Source: an optimization exercise on an open RTL-to-GDS flow (aim: small area). Production flows keep margins and buffers that such runs may drop.
RTL that was checked went through simulation tests only; none was proved equivalent to the original.
The series may have gaps, and a smaller design here may also do less where the tests do not look.
Function not checked in runs 2 to 5: the RTL went through the layout flow alone.
Power figures rest on the tool's default switching activity, not on a simulated workload.

### flow/design.v
module systolic_array_3x3(
    input clk,          
    input rst,          
    input [71:0] a,     
    input [71:0] b,     
    output [143:0] c    
);
wire [7:0] a_wire[0:2][0:2];
wire [7:0] b_wire[0:2][0:2];
wire [15:0] c_wire[0:2][0:2];
genvar i, j;
generate
    for (i = 0; i < 3; i = i + 1) begin: row
        for (j = 0; j < 3; j = j + 1) begin: col
            processing_element PE (
                .clk(clk),
                .rst(rst),
                .a_in((i == 0) ? a[(i*3+j)*8 +: 8] : a_wire[(i>0)?i-1:0][j]),   
                .b_in((j == 0) ? b[(i*3+j)*8 +: 8] : b_wire[i][(j>0)?j-1:0]),   
                .a_out(a_wire[i][j]),                         
                .b_out(b_wire[i][j]),                         
                .c_in((i == 0 || j == 0) ? 16'd0 : c_wire[(i>0)?i-1:0][(j>0)?j-1:0]),  
                .c_out(c_wire[i][j])                          
            );
            assign c[(i*3+j)*16 +: 16] = c_wire[i][j];
        end
    end
endgenerate
endmodule
module processing_element(
    input clk,              
    input rst,              
    input [7:0] a_in,       
    input [7:0] b_in,       
    output [7:0] a_out,     
    output [7:0] b_out,     
    input [15:0] c_in,      
    output reg [15:0] c_out  
);
reg [7:0] a_reg, b_reg;
always @(posedge clk or posedge rst) begin
    if (rst) begin
        a_reg <= 8'd0;
        b_reg <= 8'd0;
        c_out <= 16'd0;
    end else begin
        a_reg <= a_in;
        b_reg <= b_in;
        c_out <= c_in + (a_in * b_in);
    end
end
assign a_out = a_reg;
assign b_out = b_reg;
endmodule
### flow/run.sh
#!/bin/bash
# synth_recipe.tcl (not shown) runs the flow's synth.tcl, then flattens the netlist and writes it again
# the make line also repeats each setting of config.mk as NAME=value (left out here)
make -C /OpenROAD-flow-scripts/flow DESIGN_CONFIG=/design/flow/config.mk WORK_HOME=/design/flow/orfs CLKGATE_MAP_FILE= SYNTH_SCRIPT=/design/flow/synth_recipe.tcl finish
### flow/config.mk
export PLATFORM = sky130hd
export DESIGN_NAME = systolic_array_3x3
export DESIGN_NICKNAME = systolic_array_3x3
export VERILOG_FILES = /design/flow/design.v
export SDC_FILE = /design/flow/constraint.sdc
export NUM_CORES = 4
export LEC_CHECK = 0
export CAP_MARGIN = 20
export CORE_MARGIN = 2
export CORE_UTILIZATION = 40
export PLACE_DENSITY = 0.6
export SLEW_MARGIN = 20
### flow/constraint.sdc
create_clock -name core_clock -period 8.0 [get_ports {clk}]
set_input_delay 1.6000 -clock core_clock [delete_from_list [all_inputs] [get_ports {clk}]]
set_output_delay 1.6000 -clock core_clock [all_outputs]
set_load 0.01 [all_outputs]
Figure 1. Clock tree branches (run 1).
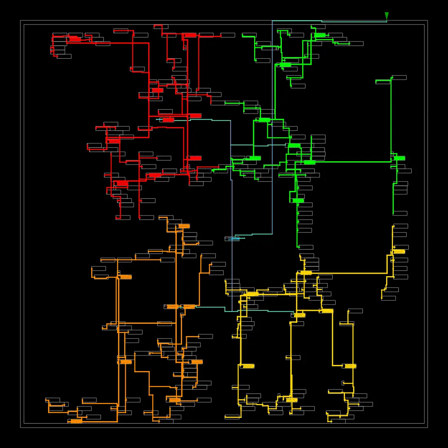
Num CTS Buffers: 34
htree depth: 2

Figure 2. I/O nets highlighted (run 1).
Drawn at 2 px/um.
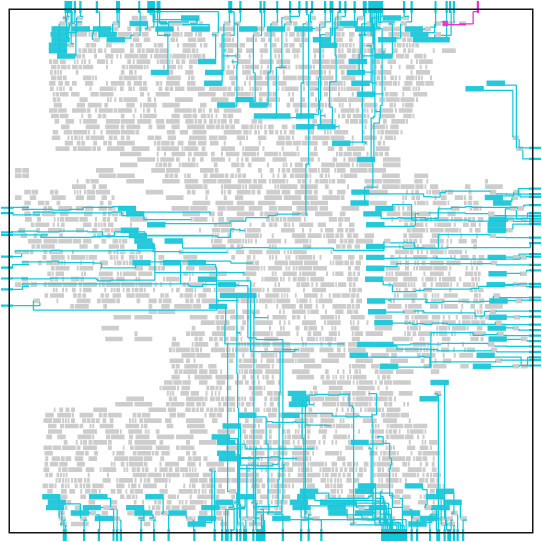
[magenta] rst | bits: 1 | direction: input | edge: north | end cells: 1 | wire: 27.3 um
[cyan] c | bits: 144 | direction: output | edge: 55 south, 48 north, 32 east, 9 west | end cells: 144 | wire: 7260 um
number of I/O pins: 290
Port Buffers: 193

Figure 3. Critical path on the layout (run 1).
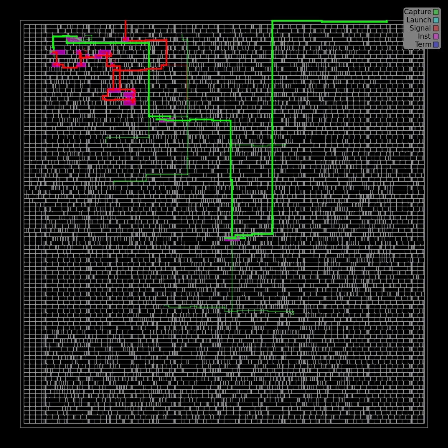
Tmin final: 5.81 ns
fin worst setup slack: 2.19 ns
setup TNS: 0 ns

==> flow_metrics.tcl, run 1 <==
set metrics [dict create \
    status "timing/DRC/antenna clean" \
    overflow 0 \
    rsz0062_at_grt "no" \
    synthDistinctLibCells 58 \
    synthArstFlopShare_pct 100 \
    ir_drop_uv 252 \
    drt_iter0_markers 800 \
    synth-seq-cells 240 \
    die-area_sq_mm 0.0682 \
    grt.total_usage_pct 18.5 \
    slew_headroom_pct 43.9 \
    synth_compound_area_share_pct 6.04 \
    antenna_found_initial 1 \
    synthCells 2661 \
    drtPass1Iterations 5 \
    r2r-end "row[0].col[1].PE.c_out[13]" \
    yosys.area_share.simple_pct 15.0 \
    crit_path_end "row[2].col[0].PE.c_out[13]" \
    hold_buffers 0 \
    slowest_stage "clkdlybuf4s50_1" \
    fmax_mhz 172 \
    final_cell_mix "inv_1 (631), and2_1 (403), fa_1 (380), ha_1 (320), dfrtp_1 (240)" \
    fin_total_pwr_w 0.0113 \
    worstReg2RegStart "row[0].col[0].PE.b_reg[2]" \
    critPathMaxStageDelay_ns 0.62 \
    largest_reg_flops 144 \
    post-place-ws_ns 1.65 \
]
run 1: synth_stat cells, drive strengths merged (3+ instances only):
library cell	count	area, sq um
nor4	7	43.8
and2	403	2520
nand2b	5	31.3
o311a	4	40.0
xor2	22	193
inv	632	2370
a2111oi	4	53.8
xnor2	76	666
nor2	57	214
o31ai	7	57.6
o21ai	62	314
nor3	9	45.0
o31a	3	26.3
nand3	3	15.0
o21a	10	75.1
nand2	217	815
fa	380	7610
a31o	5	43.8
nor2b	18	120
a31oi	10	62.6
ha	320	4000
clkbuf	6	22.5
nand4	4	25.0
or2	3	18.8
o211ai	6	45.0
and3	5	31.3
o21bai	8	60.1
o311ai	3	26.3
a21oi	65	337
a21o	27	203
dfrtp	240	6010
a211oi	13	103
run 1: report_power, final:
group	internal, W	leakage, nW	total, W	switching (W)
logic	0.00359	12.2	0.00773	0.00413
clock network	0.00105	0.593	0.00164	0.000591
registers	0.00167	2.83	0.00196	0.000294
run 1: worst register-to-register path, delay by kind of cell (launching register included):
| kind | cells | cell delay (ns) |
|---|---|---|
| AOI/OAI and AO/OA | 4 | 1.01 |
| adders and majority gates | 5 | 2.32 |
| DFF | 1 | 0.51 |
| and+or+nand+nor | 1 | 0.25 |
| buffers and inverters | 4 | 0.20 |
| xor gates and xnor gates | 1 | 0.16 |
run 1: worst min path at each step:
| stage | startpoint | to | slack (ns) |
|---|---|---|---|
| global placement | row[1].col[0].PE.c_out[0] | row[2].col[1].PE.c_out[0] | 0.54 |
| detailed placement | row[1].col[0].PE.c_out[0] | row[2].col[1].PE.c_out[0] | 0.52 |
| floorplan | row[0].col[2].PE.a_reg[5] | row[1].col[2].PE.a_reg[5] | 0.35 |
| finish | row[1].col[0].PE.c_out[0] | row[2].col[1].PE.c_out[0] | 0.54 |
| CTS | row[1].col[0].PE.c_out[0] | row[2].col[1].PE.c_out[0] | 0.54 |
| global route | row[1].col[0].PE.c_out[0] | row[2].col[1].PE.c_out[0] | 0.57 |
run 1: through the flow:
stage | hold slack (ns) | cell area, sq um | utilization (%)
6_report | 0.540 | 30700 | 46.7
5_1_grt | 0.567 | 30700 | 46.7
4_1_cts | 0.536 | 30700 | 46.7
3_5_place_dp | 0.523 | 29500 | 44.9
3_3_place_gp | 0.540 | 29500 | 44.9
2_1_floorplan | 0.352 | 26400 | -
run 1: cell type report:
type	count	area, sq um	share of cell area, %
Clock inverter	16	239	0.779
Inverter	632	2380	7.75
Antenna cell	2	5.00	0.0163
Tap cell	864	1080	3.52
Sequential cell	240	6010	19.6
Clock buffer	44	972	3.17
Multi-Input combinational cell	1783	18000	58.8
Timing Repair Buffer	196	1970	6.41
run 1: routing by layer:
metal	share of wire, %	global-route usage (%)	up-vias	wire, um
li1	-	-	8571	-
met1	44	24.2	9159	26400
met2	49	32.2	341	29400
met3	3.9	2.39	94	2320
met4	2.6	5.33	0	1550
met5	0	0	-	0
run 1: cell families after synthesis:
| group | count (synthesis) |
|---|---|
| DFF | 240 |
| muxes | 1 |
| and+or+nand+nor | 741 |
| AOI/OAI and AO/OA | 243 |
| xor gates and xnor gates | 98 |
| adders and majority gates | 700 |
| buffers and inverters | 638 |
## Run 2: large edit since run 1, in outline
flow/design.v: 54 -> 3099 lines; modules unchanged: 0
  systolic_array_3x3: edited, 29 -> 3082 lines
  pp: new, 3 lines
  fa: new, 4 lines
  ha: new, 4 lines
  an: new, 3 lines
  xr: new, 3 lines
  removed: processing_element
==> module pp as of run 2 <==
module pp(input an, input bn, output p);
    assign p = ~(an | bn);
endmodule
==> module ha as of run 2 <==
module ha(input a, input b, output s, output co);
    assign s = a ^ b;
    assign co = a & b;
endmodule
==> module xr as of run 2 <==
module xr(input a, input b, output y);
    assign y = a ^ b;
endmodule
==> module an as of run 2 <==
module an(input a, input b, output y);
    assign y = a & b;
endmodule
==> module fa as of run 2 <==
module fa(input a, input b, input ci, output s, output co);
    assign s = a ^ b ^ ci;
    assign co = (a & b) | (a & ci) | (b & ci);
endmodule
==> flow/flow/run.sh (new file) <==
#!/bin/bash
# Own layout flow: the standard ORFS flow (standard.sh, unchanged synthesis),
# with the port buffers made from the smallest buffer cell instead of the
# default, and the clock tree built without dummy loads. Each tool's output goes
# to a log file in this work folder (ORFS also keeps its per-step logs under
# orfs/logs/).
set -euo pipefail
cat >> config.mk <<'EOM'
export BUFFER_PORTS_ARGS = -buffer_cell sky130_fd_sc_hd__buf_1
EOM
bash standard.sh > standard_flow.log 2>&1
==> flow/standard.sh (new file) <==
#!/bin/bash
# synth_recipe.tcl (not shown) runs the flow's synth.tcl, then flattens the netlist and writes it again
# the make line also repeats each setting of config.mk as NAME=value (left out here)
make -C /OpenROAD-flow-scripts/flow DESIGN_CONFIG=/design/flow/config.mk WORK_HOME=/design/flow/orfs CLKGATE_MAP_FILE= SYNTH_SCRIPT=/design/flow/synth_recipe.tcl "${@:-finish}"
--- a/flow/config.mk
+++ b/flow/config.mk
@@ -9,4 +9,7 @@
 export CORE_MARGIN = 2
 export CORE_UTILIZATION = 40
+export CTS_BUF_LIST = sky130_fd_sc_hd__clkbuf_8
 export PLACE_DENSITY = 0.6
 export SLEW_MARGIN = 20
+export SYNTH_HIERARCHICAL = 1
+export BUFFER_PORTS_ARGS = -buffer_cell sky130_fd_sc_hd__buf_1
removed: flow/run.sh
==> run 2 against run 1 <==
  * Still clean on timing, DRC and antenna
  * Critical path depth did not move
  * Power fell by 49%
  * Fmax fell by 25%
  * Sequential share of layout area rose by 2.7 points
  * Final area fell by 34%
  * Global-route usage rose by 1.6 points
  * Wire length fell by 26%
  * Worst setup slack got worse by 2.0 ns
  * Synthesized cell count fell by 45%
  * Utilization fell by 1.9 points
  * First-iteration DRC count rose by 3.3%
  * Sequential power fell by 32%
==> flow_metrics.tcl, run 2 <==
set metrics [dict create \
    synth_most_common_cell "nor2_1" \
    cts_buffers 17 \
    critPathKind "reg -> out" \
    antenna_found_initial 0 \
    drt-total-wl_mm 44.2 \
    ir_drop_uv 250 \
    dp_hpwl_mm 35.2 \
    fin_total_pwr_w 0.00577 \
    drive_gt1_share_pct 15.2 \
    drtPass1Iterations 5 \
    gp_congestion 0.850 \
    final_area_sq_mm 0.0204 \
    syn_nets 2178 \
    synthCells 1468 \
    wl_per_cell_um 19.2 \
    critPathMaxStageDelay_ns 0.61 \
    slowest_stage "dfstp_2" \
    clockBufferDepth 2 \
    maxCapViolCount 0 \
    synthTopCellsByCount "nor2_1 (576), fa_1 (483), dfstp_2 (112)" \
    pin_count 290 \
    min-delay-start "b00n[2]" \
    rsz0062_at_grt "yes" \
    fin_crit_ns 7.80 \
    cts-root-buf "clkbuf_8" \
    worstRegToRegCells 19 \
    synth.largest_area_cell "fa_1" \
    synth.area.top_cells "fa_1 (53%), dfstp_2 (16%), nor2_1 (12%), dfrtp_1 (8.7%), ha_1 (5.5%)" \
    diodes 0 \
    io_buffers 193 \
    finalHoldViolCount 0 \
    r2r-end "c21[15]" \
    clock_latency_ns 0.56 \
    synth-seq-cells 176 \
    synthArstFlopShare_pct 100 \
    die-area_sq_mm 0.0476 \
    overflow 0 \
    final_cell_mix "nor2_1 (576), fa_1 (454), buf_1 (184), dfstp_2 (112), ha_1 (81)" \
    cp_top_family "adder cells" \
    grt.total_usage_pct 20.1 \
    slew_headroom_pct 35.4 \
    placed_area_sq_mm 0.0197 \
    final.setup_skew_ns 0.0251 \
    yosys.area.top_type_share_pct 52.7 \
    hold_buffers 0 \
    rows 78 \
    grt_start_max_net_pins 100 \
    min_to "b01n[2]" \
    htreeDepth 4 \
    drt_iter0_markers 826 \
    fmax_mhz 128 \
    status "timing/DRC/antenna clean" \
    die_w_um 218 \
    worstReg2RegStart "b20n[1]" \
    synthDistinctLibCells 9 \
    finalSetupTns_ns 0 \
]
-- run 2: cell types whose count changed in the layout (fill, tap and decap cells not counted), moves of 62 or more --
cell / delta
and2_1: -390
buf_4: +64
nor2_1: +519
fa_1: +74
dfrtp_1: -176
ha_1: -239
a21oi_1: -62
inv_1: -582
nand2_1: -217
buf_1: +184
xnor2_1: -76
dfstp_2: +112
clkdlybuf4s50_1: -193
-- run 2: kinds of logic after synthesis --
family	count (synthesis)	synth area share, %
XOR/XNOR	23	1.10
adder cells (fa/ha/maj)	564	58.2
AND/OR/NAND/NOR	591	12.3
flip-flops	176	24.8
buffers and inverters	114	3.66
-- run 2: report_power, final --
part,internal (W),switching [W]
Clock,0.000230,0.000364
Combinational,0.00170,0.00214
Sequential,0.00119,0.000145
-- run 2: worst max-delay path by stage --
stage | start | endpoint | slack, ns | cells after the start
3_5_place_dp | b00n[2] | c[14] | 0.32 | 16
4_1_cts | a02n[0] | c[47] | 0.001 | 16
2_1_floorplan | b10n[2] | c[62] | 0.65 | 15
5_1_grt | a00n[0] | c[15] | -0.02 | 16
3_3_place_gp | b00n[2] | c[14] | 0.38 | 16
6_report | a10n[0] | c[62] | 0.20 | 16
-- run 2: repair_timing --
item	in CTS	in global routing
setup buffers	22	3
endpoints found under the setup margin	15	13
pin swaps	5	5
hold endpoints to repair	0	0
resized for setup	28	24
-- run 2: per-module statistics from Yosys (local to each module, per instance) --
module              copies in the design  flops+latches  area, sq um
pp                                   576              0         3.75
fa                                   483              0         20.0
ha                                    81              0         12.5
systolic_array_3x3                     1            176         5220
xr                                    23              0         8.76
an                                    15              0         6.26
-- run 2: per-layer routing --
metal | routed length [um] | up-vias | track usage [%]
li1 | - | 4816 | -
met2 | 22400 | 427 | 33.1
met5 | 0 | - | 0
met1 | 17600 | 6125 | 26.1
met4 | 1490 | 0 | 8.50
met3 | 2700 | 78 | 3.95
-- run 2: area by class of cell --
class | instances | area [sq um]
fill | 4249 | 25000
multi-input combinational | 1178 | 13300
sequential | 176 | 4540
timing repair buffer | 262 | 1280
tap | 600 | 751
clock buffer | 19 | 262
inverter | 49 | 191
clock inverter | 13 | 90.1
-- run 2: per-stage QoR --
stage / hold slack, ns / setup slack (ns) / cells / utilization, %
floorplan: 0.396 / 0.653 / 1468 / -
global placement: 0.428 / 0.383 / 2240 / 43.4
detailed placement: 0.429 / 0.320 / 2240 / 43.4
CTS: 0.410 / 0.00112 / 2294 / 44.7
global route: 0.416 / -0.0168 / 2297 / 44.9
finish: 0.414 / 0.204 / 2297 / 44.9
Figure 4. I/O nets highlighted (run 2).
Drawn at 3 px/um.
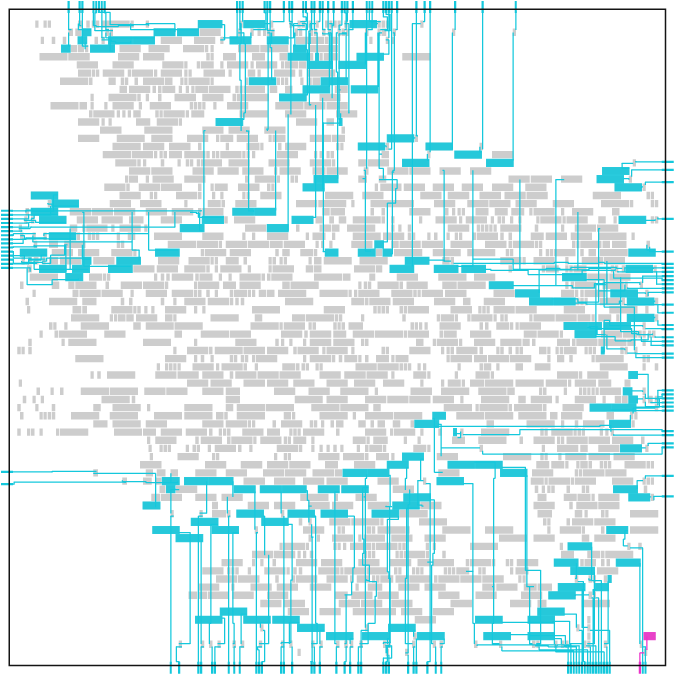
[cyan] c | bits: 144 | direction: output | edge: 50 south, 43 north, 34 east, 17 west | end cells: 144 | wire: 5980 um
[magenta] rst | bits: 1 | direction: input | edge: south | end cells: 1 | wire: 9.40 um

Figure 5. Critical path on the layout (run 2).
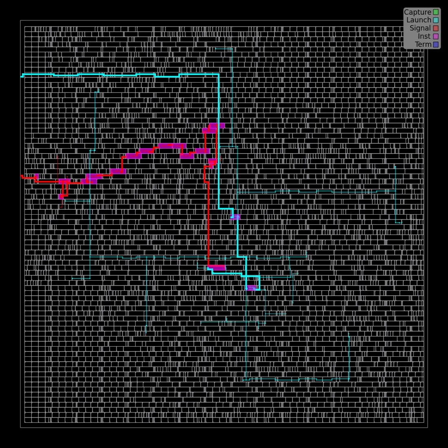
final core utilization: 44.9%
final cell count without fillers: 2297

--- run 3 (diff from run 2) ---
--- a/flow/design.v
+++ b/flow/design.v
@@ -1899,17 +1899,17 @@
 fa us163 (.a(k154), .b(s161), .ci(k156), .s(s163), .co(k164));
 assign c00[11] = s163;
-fa us165 (.a(p48), .b(p55), .ci(p62), .s(s165), .co(k166));
-fa us167 (.a(k158), .b(s165), .ci(k160), .s(s167), .co(k168));
-fa us169 (.a(s167), .b(k162), .ci(k164), .s(s169), .co(k170));
-assign c00[12] = s169;
-ha us171 (.a(p56), .b(p63), .s(s171), .co(k172));
-fa us173 (.a(s171), .b(k166), .ci(k168), .s(s173), .co(k174));
+ha us165 (.a(p48), .b(p55), .s(s165), .co(k166));
+fa us167 (.a(p62), .b(s165), .ci(k158), .s(s167), .co(k168));
+fa us169 (.a(k160), .b(s167), .ci(k162), .s(s169), .co(k170));
+fa us171 (.a(p56), .b(p63), .ci(k166), .s(s171), .co(k172));
+fa us173 (.a(s171), .b(k168), .ci(k170), .s(s173), .co(k174));
 fa us175 (.a(p64), .b(k172), .ci(k174), .s(s175), .co(k176));
-xr uc00_13 (.a(s173), .b(k170), .y(c00[13]));
-an ug177 (.a(k170), .b(s173), .y(g177));
-xr uc00_14 (.a(s175), .b(g177), .y(c00[14]));
-an ug178 (.a(s173), .b(s175), .y(g178));
-an ug179 (.a(k170), .b(g178), .y(g179));
-xr uc00_15 (.a(k176), .b(g179), .y(c00[15]));
+xr uc00_12 (.a(s169), .b(k164), .y(c00[12]));
+nd2 ug177 (.a(k164), .b(s169), .y(g177));
+xn uc00_13 (.a(s173), .b(g177), .y(c00[13]));
+nd3 ug178 (.a(k164), .b(s169), .c(s173), .y(g178));
+xn uc00_14 (.a(s175), .b(g178), .y(c00[14]));
+nd4 ug179 (.a(k164), .b(s169), .c(s173), .d(s175), .y(g179));
+xn uc00_15 (.a(k176), .b(g179), .y(c00[15]));
 pp up180 (.an(a01n[0]), .bn(b01n[0]), .p(p180));
 pp up181 (.an(a01n[0]), .bn(b01n[1]), .p(p181));
@@ -2038,17 +2038,17 @@
 fa us342 (.a(k333), .b(s340), .ci(k335), .s(s342), .co(k343));
 assign c01[11] = s342;
-fa us344 (.a(p227), .b(p234), .ci(p241), .s(s344), .co(k345));
-fa us346 (.a(k337), .b(s344), .ci(k339), .s(s346), .co(k347));
-fa us348 (.a(s346), .b(k341), .ci(k343), .s(s348), .co(k349));
-assign c01[12] = s348;
-ha us350 (.a(p235), .b(p242), .s(s350), .co(k351));
-fa us352 (.a(s350), .b(k345), .ci(k347), .s(s352), .co(k353));
+ha us344 (.a(p227), .b(p234), .s(s344), .co(k345));
+fa us346 (.a(p241), .b(s344), .ci(k337), .s(s346), .co(k347));
+fa us348 (.a(k339), .b(s346), .ci(k341), .s(s348), .co(k349));
+fa us350 (.a(p235), .b(p242), .ci(k345), .s(s350), .co(k351));
+fa us352 (.a(s350), .b(k347), .ci(k349), .s(s352), .co(k353));
 fa us354 (.a(p243), .b(k351), .ci(k353), .s(s354), .co(k355));
-xr uc01_13 (.a(s352), .b(k349), .y(c01[13]));
-an ug356 (.a(k349), .b(s352), .y(g356));
-xr uc01_14 (.a(s354), .b(g356), .y(c01[14]));
-an ug357 (.a(s352), .b(s354), .y(g357));
-an ug358 (.a(k349), .b(g357), .y(g358));
-xr uc01_15 (.a(k355), .b(g358), .y(c01[15]));
+xr uc01_12 (.a(s348), .b(k343), .y(c01[12]));
+nd2 ug356 (.a(k343), .b(s348), .y(g356));
+xn uc01_13 (.a(s352), .b(g356), .y(c01[13]));
+nd3 ug357 (.a(k343), .b(s348), .c(s352), .y(g357));
+xn uc01_14 (.a(s354), .b(g357), .y(c01[14]));
+nd4 ug358 (.a(k343), .b(s348), .c(s352), .d(s354), .y(g358));
+xn uc01_15 (.a(k355), .b(g358), .y(c01[15]));
 pp up359 (.an(a02n[0]), .bn(b02n[0]), .p(p359));
 pp up360 (.an(a02n[0]), .bn(b02n[1]), .p(p360));
@@ -2177,17 +2177,17 @@
 fa us521 (.a(k512), .b(s519), .ci(k514), .s(s521), .co(k522));
 assign c02[11] = s521;
-fa us523 (.a(p406), .b(p413), .ci(p420), .s(s523), .co(k524));
-fa us525 (.a(k516), .b(s523), .ci(k518), .s(s525), .co(k526));
-fa us527 (.a(s525), .b(k520), .ci(k522), .s(s527), .co(k528));
-assign c02[12] = s527;
-ha us529 (.a(p414), .b(p421), .s(s529), .co(k530));
-fa us531 (.a(s529), .b(k524), .ci(k526), .s(s531), .co(k532));
+ha us523 (.a(p406), .b(p413), .s(s523), .co(k524));
+fa us525 (.a(p420), .b(s523), .ci(k516), .s(s525), .co(k526));
+fa us527 (.a(k518), .b(s525), .ci(k520), .s(s527), .co(k528));
+fa us529 (.a(p414), .b(p421), .ci(k524), .s(s529), .co(k530));
+fa us531 (.a(s529), .b(k526), .ci(k528), .s(s531), .co(k532));
 fa us533 (.a(p422), .b(k530), .ci(k532), .s(s533), .co(k534));
-xr uc02_13 (.a(s531), .b(k528), .y(c02[13]));
-an ug535 (.a(k528), .b(s531), .y(g535));
-xr uc02_14 (.a(s533), .b(g535), .y(c02[14]));
-an ug536 (.a(s531), .b(s533), .y(g536));
-an ug537 (.a(k528), .b(g536), .y(g537));
-xr uc02_15 (.a(k534), .b(g537), .y(c02[15]));
+xr uc02_12 (.a(s527), .b(k522), .y(c02[12]));
+nd2 ug535 (.a(k522), .b(s527), .y(g535));
+xn uc02_13 (.a(s531), .b(g535), .y(c02[13]));
+nd3 ug536 (.a(k522), .b(s527), .c(s531), .y(g536));
+xn uc02_14 (.a(s533), .b(g536), .y(c02[14]));
+nd4 ug537 (.a(k522), .b(s527), .c(s531), .d(s533), .y(g537));
+xn uc02_15 (.a(k534), .b(g537), .y(c02[15]));
 pp up538 (.an(a10n[0]), .bn(b10n[0]), .p(p538));
 pp up539 (.an(a10n[0]), .bn(b10n[1]), .p(p539));
@@ -2316,17 +2316,17 @@
 fa us700 (.a(k691), .b(s698), .ci(k693), .s(s700), .co(k701));
 assign c10[11] = s700;
-fa us702 (.a(p585), .b(p592), .ci(p599), .s(s702), .co(k703));
-fa us704 (.a(k695), .b(s702), .ci(k697), .s(s704), .co(k705));
-fa us706 (.a(s704), .b(k699), .ci(k701), .s(s706), .co(k707));
-assign c10[12] = s706;
-ha us708 (.a(p593), .b(p600), .s(s708), .co(k709));
-fa us710 (.a(s708), .b(k703), .ci(k705), .s(s710), .co(k711));
+ha us702 (.a(p585), .b(p592), .s(s702), .co(k703));
+fa us704 (.a(p599), .b(s702), .ci(k695), .s(s704), .co(k705));
+fa us706 (.a(k697), .b(s704), .ci(k699), .s(s706), .co(k707));
+fa us708 (.a(p593), .b(p600), .ci(k703), .s(s708), .co(k709));
+fa us710 (.a(s708), .b(k705), .ci(k707), .s(s710), .co(k711));
 fa us712 (.a(p601), .b(k709), .ci(k711), .s(s712), .co(k713));
-xr uc10_13 (.a(s710), .b(k707), .y(c10[13]));
-an ug714 (.a(k707), .b(s710), .y(g714));
-xr uc10_14 (.a(s712), .b(g714), .y(c10[14]));
-an ug715 (.a(s710), .b(s712), .y(g715));
-an ug716 (.a(k707), .b(g715), .y(g716));
-xr uc10_15 (.a(k713), .b(g716), .y(c10[15]));
+xr uc10_12 (.a(s706), .b(k701), .y(c10[12]));
+nd2 ug714 (.a(k701), .b(s706), .y(g714));
+xn uc10_13 (.a(s710), .b(g714), .y(c10[13]));
+nd3 ug715 (.a(k701), .b(s706), .c(s710), .y(g715));
+xn uc10_14 (.a(s712), .b(g715), .y(c10[14]));
+nd4 ug716 (.a(k701), .b(s706), .c(s710), .d(s712), .y(g716));
+xn uc10_15 (.a(k713), .b(g716), .y(c10[15]));
 pp up717 (.an(a20n[0]), .bn(b20n[0]), .p(p717));
 pp up718 (.an(a20n[0]), .bn(b20n[1]), .p(p718));
@@ -2455,17 +2455,17 @@
 fa us879 (.a(k870), .b(s877), .ci(k872), .s(s879), .co(k880));
 assign c20[11] = s879;
-fa us881 (.a(p764), .b(p771), .ci(p778), .s(s881), .co(k882));
-fa us883 (.a(k874), .b(s881), .ci(k876), .s(s883), .co(k884));
-fa us885 (.a(s883), .b(k878), .ci(k880), .s(s885), .co(k886));
-assign c20[12] = s885;
-ha us887 (.a(p772), .b(p779), .s(s887), .co(k888));
-fa us889 (.a(s887), .b(k882), .ci(k884), .s(s889), .co(k890));
+ha us881 (.a(p764), .b(p771), .s(s881), .co(k882));
+fa us883 (.a(p778), .b(s881), .ci(k874), .s(s883), .co(k884));
+fa us885 (.a(k876), .b(s883), .ci(k878), .s(s885), .co(k886));
+fa us887 (.a(p772), .b(p779), .ci(k882), .s(s887), .co(k888));
+fa us889 (.a(s887), .b(k884), .ci(k886), .s(s889), .co(k890));
 fa us891 (.a(p780), .b(k888), .ci(k890), .s(s891), .co(k892));
-xr uc20_13 (.a(s889), .b(k886), .y(c20[13]));
-an ug893 (.a(k886), .b(s889), .y(g893));
-xr uc20_14 (.a(s891), .b(g893), .y(c20[14]));
-an ug894 (.a(s889), .b(s891), .y(g894));
-an ug895 (.a(k886), .b(g894), .y(g895));
-xr uc20_15 (.a(k892), .b(g895), .y(c20[15]));
+xr uc20_12 (.a(s885), .b(k880), .y(c20[12]));
+nd2 ug893 (.a(k880), .b(s885), .y(g893));
+xn uc20_13 (.a(s889), .b(g893), .y(c20[13]));
+nd3 ug894 (.a(k880), .b(s885), .c(s889), .y(g894));
+xn uc20_14 (.a(s891), .b(g894), .y(c20[14]));
+nd4 ug895 (.a(k880), .b(s885), .c(s889), .d(s891), .y(g895));
+xn uc20_15 (.a(k892), .b(g895), .y(c20[15]));
 pp up896 (.an(a01n[0]), .bn(b10n[0]), .p(p896));
 pp up897 (.an(a01n[0]), .bn(b10n[1]), .p(p897));
@@ -2615,6 +2615,6 @@
 fa us1096 (.a(c00[13]), .b(s1094), .ci(k1091), .s(s1096), .co(k1097));
 assign n11[13] = s1096;
-fa us1098 (.a(p959), .b(k1093), .ci(k1095), .s(s1098), .co(k1099));
-fa us1100 (.a(c00[14]), .b(s1098), .ci(k1097), .s(s1100), .co(k1101));
+fa us1098 (.a(p959), .b(k1093), .ci(c00[14]), .s(s1098), .co(k1099));
+fa us1100 (.a(k1095), .b(s1098), .ci(k1097), .s(s1100), .co(k1101));
 assign n11[14] = s1100;
 xr us1102 (.a(c00[15]), .b(k1099), .y(s1102));
@@ -2768,6 +2768,6 @@
 fa us1304 (.a(c01[13]), .b(s1302), .ci(k1299), .s(s1304), .co(k1305));
 assign n12[13] = s1304;
-fa us1306 (.a(p1167), .b(k1301), .ci(k1303), .s(s1306), .co(k1307));
-fa us1308 (.a(c01[14]), .b(s1306), .ci(k1305), .s(s1308), .co(k1309));
+fa us1306 (.a(p1167), .b(k1301), .ci(c01[14]), .s(s1306), .co(k1307));
+fa us1308 (.a(k1303), .b(s1306), .ci(k1305), .s(s1308), .co(k1309));
 assign n12[14] = s1308;
 xr us1310 (.a(c01[15]), .b(k1307), .y(s1310));
@@ -2921,6 +2921,6 @@
 fa us1512 (.a(c10[13]), .b(s1510), .ci(k1507), .s(s1512), .co(k1513));
 assign n21[13] = s1512;
-fa us1514 (.a(p1375), .b(k1509), .ci(k1511), .s(s1514), .co(k1515));
-fa us1516 (.a(c10[14]), .b(s1514), .ci(k1513), .s(s1516), .co(k1517));
+fa us1514 (.a(p1375), .b(k1509), .ci(c10[14]), .s(s1514), .co(k1515));
+fa us1516 (.a(k1511), .b(s1514), .ci(k1513), .s(s1516), .co(k1517));
 assign n21[14] = s1516;
 xr us1518 (.a(c10[15]), .b(k1515), .y(s1518));
@@ -3098,2 +3098,17 @@
     assign y = a ^ b;
 endmodule
+module xn(input a, input b, output y);
+    assign y = ~(a ^ b);
+endmodule
+module nd2(input a, input b, output y);
+    assign y = ~(a & b);
+endmodule
+module nd3(input a, input b, input c, output y);
+    assign y = ~(a & b & c);
+endmodule
+module nd4(input a, input b, input c, input d, output y);
+    assign y = ~(a & b & c & d);
+endmodule
+module an4(input a, input b, input c, input d, output y);
+    assign y = a & b & c & d;
+endmodule
==> flow/flow/run.sh (replaced) <==
#!/bin/bash
# Own layout flow: the standard ORFS flow (standard.sh, unchanged synthesis),
# with the port buffers made from the smallest buffer cell instead of the
# default, and the clock tree built without dummy loads. ORFS keeps each
# step's log under orfs/logs/; make's own output goes to standard_flow.log.
set -euo pipefail
cat >> config.mk <<'EOM'
export BUFFER_PORTS_ARGS = -buffer_cell sky130_fd_sc_hd__buf_1
export CTS_ARGS = -sink_clustering_enable -repair_clock_nets -buf_list sky130_fd_sc_hd__clkbuf_8 -dont_use_dummy_load
EOM
bash standard.sh > standard_flow.log 2>&1
--- a/flow/config.mk
+++ b/flow/config.mk
@@ -14,2 +14,3 @@
 export SYNTH_HIERARCHICAL = 1
 export BUFFER_PORTS_ARGS = -buffer_cell sky130_fd_sc_hd__buf_1
+export CTS_ARGS = -sink_clustering_enable -repair_clock_nets -buf_list sky130_fd_sc_hd__clkbuf_8 -dont_use_dummy_load
==> run 3 against run 2 <==
  * Still clean
  * Critical path depth fell by 1
  * Non-clock buffer count fell by 33
  * Wire length fell by 0.45%
  * Synthesized cell count did not move
  * Critical path type unchanged
  * Highest routed layer unchanged
==> flow_metrics.tcl, run 3 <==
set metrics [dict create \
    synth.area.top_cells "fa_1 (53%), dfstp_2 (16%), nor2_1 (12%), dfrtp_1 (8.7%), ha_1 (5.5%)" \
    synthAdderAreaFrac_pct 58.2 \
    grt.total_usage_pct 20.1 \
    gp_congestion 0.886 \
    dr.max_layer_used "met4" \
    rsz0062_at_grt "no" \
    cts_buffers 17 \
    power.share.switching_pct 46.3 \
    slew_headroom_pct 45.1 \
    clockBufferDepth 2 \
    clkPwrFrac_pct 8.9 \
    finalSetupTns_ns 0 \
    status "timing/DRC/antenna clean" \
    nFillCells 4334 \
    synth-seq-cells 176 \
    dp_hpwl_mm 34.7 \
    die_w_um 218 \
    synth-xor-area-share_pct 1.34 \
    synthTopCellsByCount "nor2_1 (576), fa_1 (483), dfstp_2 (112)" \
    synth_most_common_cell "nor2_1" \
    wl_met1_mm 17.7 \
    power_frac_comb_pct 67.0 \
    rows 78 \
    synth_top_family_by_area "adder cells" \
    yosys.area_share.simple_pct 12.2 \
    synth_compound_area_share_pct 0 \
    synthCells 1468 \
    cts-root-buf "clkbuf_8" \
    diodes 0 \
    finalHoldViolCount 0 \
    io_buffers 193 \
    synth.largest_area_cell "fa_1" \
    overflow 0 \
    ir_drop_uv 272 \
    maxCapViolCount 0 \
    switchingPower_w 0.00264 \
    post-place-ws_ns 0.619 \
    syn_nets 2178 \
]
-- run 3: logic make-up (layout without fill, tap and decap cells) --
logic type,after synthesis,in the layout
fa+ha+maj,564,564
flops,176,176
simple gates,591,591
xor+xnor,28,28
buf+inv,109,295
-- run 3: final timing paths --
check / from / to / cells past startpoint
worst max-delay path: b20n[2] / c[111] / 15
worst max register to register: a02n[0] / c12[15] / 18
min in group asynchronous: rst / c22[7] / 2
max in group asynchronous: rst / c21[14] / 3
worst min register to register: b00n[0] / b01n[0] / 0
worst min-delay path: b00n[0] / b01n[0] / 0
-- run 3: worst max-delay path, cell delays in order (launching register included) --
cell     delay, ns
dfstp_4       0.76
nor2_1        0.08
ha_1          0.31
fa_1          0.39
fa_1          0.42
fa_1          0.40
fa_1          0.39
fa_1          0.39
fa_1          0.38
fa_1          0.39
fa_1          0.39
fa_1          0.38
fa_1          0.46
nand4_1       0.14
xnor2_1       0.13
buf_1         0.17
-- run 3: layer usage --
metal	up-vias	track usage, %
met5	-	0
met4	0	8.75
met3	70	3.88
met2	418	33.2
met1	6143	26.0
li1	4765	-
-- run 3: metrics by stage --
stage               hold WS [ns]  total power, W  cell area [sq um]  cells  utilization [%]
floorplan                  0.396         0.00431              18300   1468                -
global placement           0.432         0.00523              19500   2214             43.0
detailed placement         0.432         0.00531              19500   2214             43.0
CTS                        0.424         0.00589              19700   2231             43.5
global route               0.433         0.00643              19900   2254             44.0
finish                     0.429         0.00570              19900   2254             44.0
-- run 3: area by class of cell --
type                       instances  area, sq um  share of cell area [%]
multi-input combinational       1183        13200                    66.1
sequential                       176         4580                    23.0
timing repair buffer             229          995                    4.99
tap                              600          751                    3.76
clock buffer                      17          234                    1.17
inverter                          49          191                   0.960
-- run 3: timing repair --
action / CTS / global route
resized for setup: 1 / 16
setup buffers: 0 / 23
setup endpoints to repair: 1 / 19
-- run 3: modules after synthesis (local to each module, per instance) --
| module | flops+latches | times used | cells inside | cell area [sq um] |
|---|---|---|---|---|
| fa | 0 | 483 | 1 | 20.0 |
| pp | 0 | 576 | 1 | 3.75 |
| systolic_array_3x3 | 176 | 1 | 285 | 5180 |
| nd4 | 0 | 5 | 1 | 6.26 |
| nd2 | 0 | 5 | 1 | 3.75 |
| xn | 0 | 15 | 1 | 8.76 |
| nd3 | 0 | 5 | 1 | 5.00 |
| xr | 0 | 13 | 1 | 8.76 |
| ha | 0 | 81 | 1 | 12.5 |
-- run 3: power by group through the flow --
stage	registers [W]	clock network (W)	logic, W
2_1_floorplan	0.00141	0	0.00290
3_3_place_gp	0.00141	0	0.00382
3_5_place_dp	0.00141	0	0.00390
4_1_cts	0.00139	0.000538	0.00395
5_1_grt	0.00140	0.000572	0.00446
6_report	0.00137	0.000508	0.00381
Figure 6. Critical path on the layout (run 3).
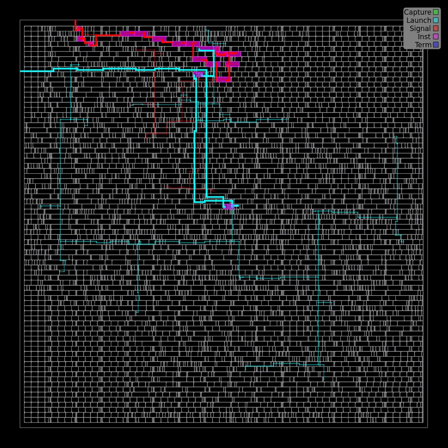
fin worst setup slack: 0.258 ns
Tmin final: 7.74 ns
final cell count without fillers: 2254
final core utilization: 44.0%

Figure 7. I/O nets highlighted (run 3).
Drawn at 3 px/um.
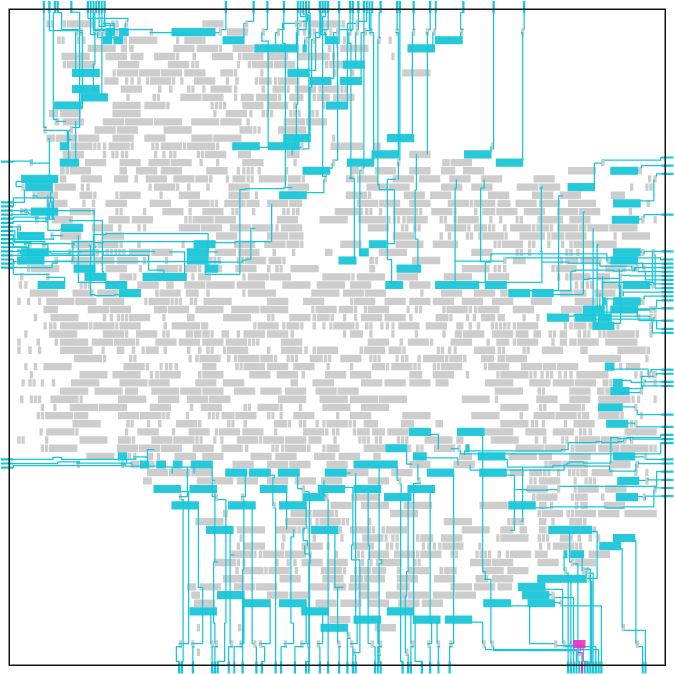
[cyan] c | bits: 144 | direction: output | edge: 46 south, 42 north, 35 east, 21 west | end cells: 144 | wire: 6370 um
[magenta] rst | bits: 1 | direction: input | edge: south | end cells: 1 | wire: 7.30 um

--- run 4 (diff from run 3) ---
==> flow/flow/run.sh (replaced) <==
#!/bin/bash
# Own layout flow: the standard ORFS flow (standard.sh, unchanged
# synthesis) with three placement/clock-tree settings changed:
#  - the port buffers use the smallest buffer cell instead of the default;
#  - the clock tree is built from clkbuf_8 cells without dummy loads;
#  - buffers that timing-driven global placement adds as a trial are not kept.
# ORFS keeps each step's full log under orfs/logs/; make's own output goes to
# standard_flow.log in this folder.
set -euo pipefail
cat >> config.mk <<'EOM'
export BUFFER_PORTS_ARGS = -buffer_cell sky130_fd_sc_hd__buf_1
export CTS_ARGS = -sink_clustering_enable -repair_clock_nets -buf_list sky130_fd_sc_hd__clkbuf_8 -dont_use_dummy_load
export GPL_KEEP_OVERFLOW = 0
EOM
bash standard.sh > standard_flow.log 2>&1
--- a/flow/config.mk
+++ b/flow/config.mk
@@ -15,2 +15,3 @@
 export BUFFER_PORTS_ARGS = -buffer_cell sky130_fd_sc_hd__buf_1
 export CTS_ARGS = -sink_clustering_enable -repair_clock_nets -buf_list sky130_fd_sc_hd__clkbuf_8 -dont_use_dummy_load
+export GPL_KEEP_OVERFLOW = 0
==> run 4 against run 3 <==
  * Still clean on timing, DRC and antenna
  * Global-route usage down 0.61 points
  * Hold slack worse by 0.0026 ns
  * Non-clock buffer count decreased by 16
  * Count of clock-buffer cells in the layout unchanged
  * Wire length is 2.8% lower
  * Largest cell class unchanged
  * Highest routed layer unchanged
==> flow_metrics.tcl, run 4 <==
set metrics [dict create \
    status "timing/DRC/antenna clean" \
    grt.total_usage_pct 19.5 \
    synthCells 1468 \
    drt_iter0_markers 701 \
    cts-root-buf "clkbuf_8" \
    worstPathCellList "nor2_1, fa_1, fa_1, fa_1, fa_1, fa_1, fa_1, fa_1, fa_1, fa_1, fa_1, nand4_1, xnor2_2, buf_1" \
    slowest_stage "dfstp_2" \
    cts_buffers 17 \
    worstReg2RegStart "a01n[1]" \
    hold_buffers 0 \
    cp_top_family "adder cells" \
    rows 78 \
    nFillCells 4270 \
    placed_area_sq_mm 0.0194 \
    finalHoldViolCount 0 \
    synth.area.top_cells "fa_1 (53%), dfstp_2 (16%), nor2_1 (12%), dfrtp_1 (8.7%), ha_1 (5.5%)" \
    min_to "a10n[0]" \
    wl_met3_mm 2.84 \
    cp_num_buf_inv 1 \
    synthTopCellsByCount "nor2_1 (576), fa_1 (483), dfstp_2 (112)" \
    synth-seq-cells 176 \
    grt_start_max_net_pins 98 \
    gp_congestion 0.863 \
    finalSetupTns_ns 0 \
    synthDistinctLibCells 12 \
    min_path_cells 0 \
    clockBufferDepth 2 \
    antenna_found_initial 0 \
    drt-total-wl_mm 42.8 \
    wl_met1_mm 17.2 \
    drtPass1Iterations 5 \
    final_area_sq_mm 0.0199 \
    met2WireLength_mm 21.4 \
    diodes 0 \
    dr.max_layer_used "met4" \
]
==> run 4: changes by cell type in the layout (fill, tap and decap cells not counted), moves of 2 or more <==
cell     delta
buf_16      +2
dfstp_2     -5
dfstp_4     +5
buf_4      -18
==> run 4: report_power, final <==
part	switching (W)	internal, W
clock network	0.000323	0.000187
logic	0.00213	0.00167
registers	0.000188	0.00120
total	0.00264	0.00306
==> run 4: per-stage QoR <==
step                power, W  utilization [%]  setup slack (ns)
finish               0.00569             43.9             0.244
global route         0.00645             43.9          -0.00368
CTS                  0.00592             43.4          0.000739
detailed placement   0.00533             42.9             0.646
global placement     0.00528             42.8            -0.487
floorplan            0.00431                -              1.16
==> run 4: cell type report <==
cell class / count / area (sq um) / share of cell area (%)
inverters: 49 / 191 / 0.962
clock buffers: 17 / 234 / 1.18
repair buffers: 213 / 915 / 4.60
multi-input cells: 1183 / 13200 / 66.4
well taps: 600 / 751 / 3.77
flip-flops and latches: 176 / 4600 / 23.1
==> run 4: what timing repair did <==
item	in CTS	in global routing
buffers inserted	0	18
gates resized for setup	1	22
setup endpoints to repair	3	16
==> run 4: logic make-up after synthesis <==
group                      share of synthesized area (%)
DFF                                                 24.8
and+or+nand+nor                                     12.2
buffers and inverters                               3.46
xor gates and xnor gates                            1.34
adders and majority gates                           58.2
==> run 4: worst max path at each step <==
stage | cells past startpoint | endpoint | start | slack [ns]
after floorplan | 13 | c[60] | b10n[2] | 1.16
after global placement | 2 | c21[15] | rst | -0.49
after detailed placement | 17 | c21[15] | b10n[2] | 0.65
after CTS | 15 | c[62] | b10n[2] | 0.0007
after global routing | 15 | c[31] | b01n[2] | -0.004
final | 14 | c[31] | a01n[4] | 0.24
==> run 4: Yosys stat by module (local to each module, per instance) <==
module / flip-flops and latches / times used
systolic_array_3x3: 176 / 1
fa: 0 / 483
ha: 0 / 81
xn: 0 / 15
xr: 0 / 13
nd4: 0 / 5
nd3: 0 / 5
nd2: 0 / 5
pp: 0 / 576
==> run 4: metal layers <==
metal,global-route usage [%],vias up
li1,-,4734
met1,25.7,6039
met2,31.7,437
met3,4.22,59
met4,7.37,0
met5,0,-
Figure 8. I/O nets highlighted (run 4).
Drawn at 3 px/um.
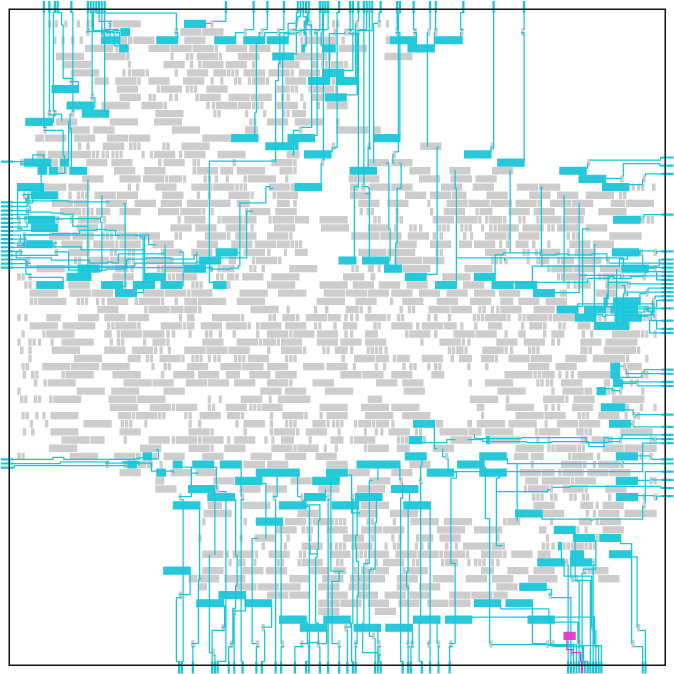
[cyan] c | bits: 144 | direction: output | edge: 46 south, 42 north, 35 east, 21 west | end cells: 144 | wire: 6420 um
[magenta] rst | bits: 1 | direction: input | edge: south | end cells: 1 | wire: 14.0 um

Figure 9. Critical path on the layout (run 4).
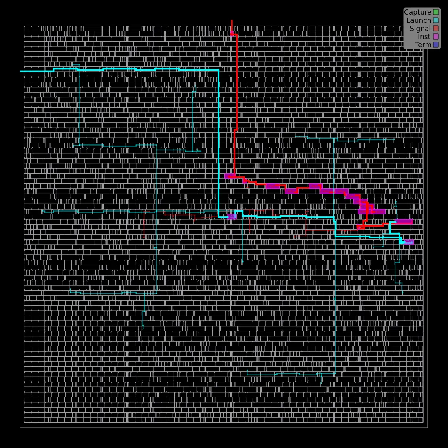
Tmin final: 7.76 ns
final core utilization: 43.9%
final cell count without fillers: 2238

## Run 5: large edit since run 4, in outline
flow/design.v: 3114 -> 3159 lines; modules unchanged: 5
  systolic_array_3x3: edited, 3082 -> 3142 lines
  removed: xn, nd2, nd3, nd4, an4
==> flow/flow/run.sh (replaced) <==
#!/bin/bash
# Own layout flow: the standard ORFS flow (standard.sh, unchanged synthesis),
# with the port buffers made from the smallest buffer cell instead of the
# default, and the clock tree built without dummy loads. Each tool's output goes
# to a log file in this work folder (ORFS also keeps its per-step logs under
# orfs/logs/).
set -euo pipefail
cat >> config.mk <<'EOM'
export BUFFER_PORTS_ARGS = -buffer_cell sky130_fd_sc_hd__buf_1
EOM
bash standard.sh > standard_flow.log 2>&1
--- a/flow/config.mk
+++ b/flow/config.mk
@@ -14,4 +14,2 @@
 export SYNTH_HIERARCHICAL = 1
 export BUFFER_PORTS_ARGS = -buffer_cell sky130_fd_sc_hd__buf_1
-export CTS_ARGS = -sink_clustering_enable -repair_clock_nets -buf_list sky130_fd_sc_hd__clkbuf_8 -dont_use_dummy_load
-export GPL_KEEP_OVERFLOW = 0
==> run 5 against run 4 <==
  * Clock power increased by 39%
  * Cell count increased by 2.1%
  * Critical path depth is the same
  * Synthesized cell count rose by 2.0%
  * Count of clock-buffer cells in the layout up 2
  * Sequential power barely moved
  * Utilization grew 0.36 points
==> flow_metrics.tcl, run 5 <==
set metrics [dict create \
    yosys.area.top_type_share_pct 52.1 \
    synth-seq-cells 176 \
    status "timing/DRC/antenna clean" \
    grt_start_max_net_pins 100 \
    final_cell_mix "nor2_1 (576), fa_1 (483), buf_1 (193), dfstp_2 (112), ha_1 (81)" \
    cts_setup_buffers 0 \
    post-place-ws_ns 0.669 \
    dp_hpwl_mm 35.1 \
    slew_headroom_pct 33.5 \
    synth.largest_area_cell "fa_1" \
    hold_buffers 0 \
    maxCapViolCount 0 \
    worstRegToRegCells 17 \
    p_int_w 0.00329 \
    min_path_cells 0 \
    final.setup_skew_ns 0.0194 \
    synthTopCellsByCount "nor2_1 (576), fa_1 (483), dfstp_2 (112)" \
    finalHoldViolCount 0 \
    synth.area.top_cells "fa_1 (52%), dfstp_2 (16%), nor2_1 (12%), dfrtp_1 (8.6%), ha_1 (5.5%)" \
    fmax_mhz 131 \
    synthCells 1498 \
    overflow 0 \
    power.share.switching_pct 46.3 \
    ir_drop_uv 314 \
    antenna_found_initial 0 \
    cts-root-buf "clkbuf_8" \
]
-- run 5: cell types whose count changed after synthesis --
| cell | previous run | this run |
|---|---|---|
| xnor2_1 | 15 | 0 |
| nand3_1 | 5 | 0 |
| xor2_1 | 13 | 38 |
| buf_4 | 60 | 50 |
| and2_1 | 0 | 45 |
| nand4_1 | 5 | 0 |
| nand2_1 | 5 | 0 |
-- run 5: stage by stage --
stage	area (sq um)	power (W)	hold slack, ns
final	20200	0.00613	0.442
after global routing	20200	0.00691	0.450
after CTS	20200	0.00640	0.442
after detailed placement	19700	0.00563	0.439
after global placement	19700	0.00554	0.434
after floorplan	18600	0.00434	0.396
-- run 5: power groups by stage --
stage | sequential, W | clock, W | combinational, W
CTS | 0.00140 | 0.000745 | 0.00425
detailed placement | 0.00141 | 0 | 0.00422
global placement | 0.00142 | 0 | 0.00412
floorplan | 0.00141 | 0 | 0.00293
finish | 0.00139 | 0.000709 | 0.00404
global route | 0.00142 | 0.000777 | 0.00472
-- run 5: cells by family after synthesis --
logic type,Yosys count,synth area share (%)
xor gates and xnor gates,38,1.79
buffers and inverters,99,3.01
adders and majority gates,564,57.5
DFF,176,24.5
and+or+nand+nor,621,13.2
-- run 5: path summary, 6_finish.rpt --
path	startpoint	endpoint	slack [ns]
hold reg to reg	a00n[2]	a10n[2]	0.44
setup / recovery	a01n[2]	c[31]	0.38
hold / removal	a00n[2]	a10n[2]	0.44
min in group asynchronous	rst	c12[10]	1.18
max in group asynchronous	rst	c11[2]	5.36
setup reg to reg	b10n[1]	c21[15]	0.79
-- run 5: per-layer routing --
metal / vias to the layer above / part of all wire [%] / track usage [%]
met3: 67 / 6.3 / 4.02
met5: - / 0 / 0
met4: 0 / 3.0 / 7.79
met1: 6216 / 40 / 25.8
met2: 409 / 51 / 33.0
li1: 4843 / - / -
-- run 5: layout make-up --
cell class | count | area [sq um] | share of cell area, %
multi-input cells | 1223 | 13500 | 66.7
inverters | 49 | 191 | 0.948
clock buffers | 19 | 262 | 1.30
clock inverters | 13 | 175 | 0.868
repair buffers | 203 | 800 | 3.96
well taps | 600 | 751 | 3.72
diodes | 1 | 2.50 | 0.0124
flip-flops and latches | 176 | 4540 | 22.5
-- run 5: per-module statistics from Yosys, one instance, submodules excluded --
| module | flops+latches | cells |
|---|---|---|
| systolic_array_3x3 | 176 | 275 |
| pp | 0 | 1 |
| ha | 0 | 1 |
| an | 0 | 1 |
| fa | 0 | 1 |
| xr | 0 | 1 |
-- run 5: critical path, stage by stage (launching register included) --
cell and delay [ns]:
dfstp_2 0.79, nor2_1 0.12, fa_1 0.46, fa_1 0.42, fa_1 0.46, fa_1 0.39
fa_1 0.38, fa_1 0.38, fa_1 0.38, fa_1 0.38, fa_1 0.52, and2_1 0.12
and2_1 0.13, xor2_1 0.33, buf_1 0.19
Figure 10. Signal wires by layer (run 5).
Drawn at 1.5 px/um. Two of the layers only.
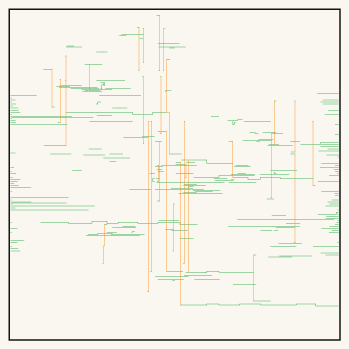
[orange] met4 | wire length: 1350 um
[green] met3 | wire length: 2770 um
Routed WL: 44.2 mm
total track usage: 19.9%
detailed-route wire length per cell: 19.4 um
routed vias: 11500

Figure 11. Critical path on the layout (run 5).
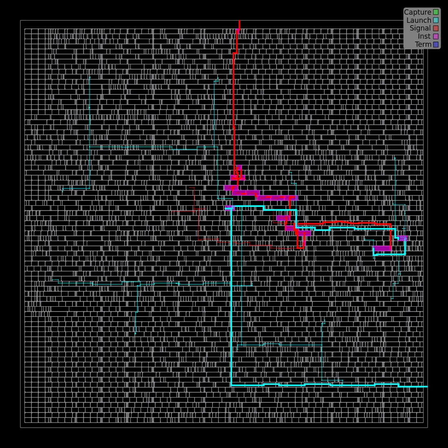
Tmin final: 7.62 ns
final cell count without fillers: 2284
fin worst setup slack: 0.380 ns
final core utilization: 44.3%


==> layout pictures side by side <==
Floorplan with the power grid.
Drawn at 1.5 px/um. Pins as bars on the die edge.
Plate I
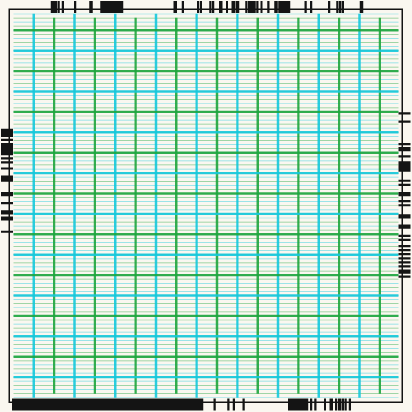
Plate II
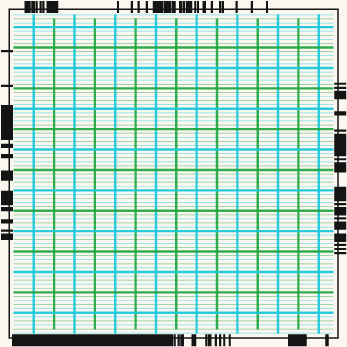
Plate II -> run 3
Plate I -> run 1
- largest die: Plate I

==> port drivers added, routing unchanged <==
In the flow no input, the clock included, has a driving cell. The finished layouts below were timed again as built, in two steps. Step 1 assumes that a clkbuf_16 drives the clock port and a buf_2 every other input. Step 2 times the ports against the registers' clock, not the clock port: input delays grow and output delays shrink by t, the midpoint of the rising clock arrivals with the driver on. a / b / c = ideal ports / drivers / drivers and shift; a / b = the first two.
| run | t, ns | setup slack, ns | cell pins on the clock port's net |
|---|---|---|---|
| run 1 | 0.599 | 2.191 / 2.227 / 1.628 | 1 |
| run 2 | 0.601 | 0.204 / 0.152 / 0.739 | 1 |
| run 3 | 0.609 | 0.258 / 0.205 / 0.814 | 1 |
| run 4 | 0.613 | 0.244 / 0.193 / 0.778 | 1 |
| run 5 | 0.611 | 0.380 / 0.325 / 0.786 | 1 |
After both steps every run listed still meets setup and hold. The setup slack of run 1, which loses most, moves by +0.036 ns with the drivers and by -0.563 ns with both steps.
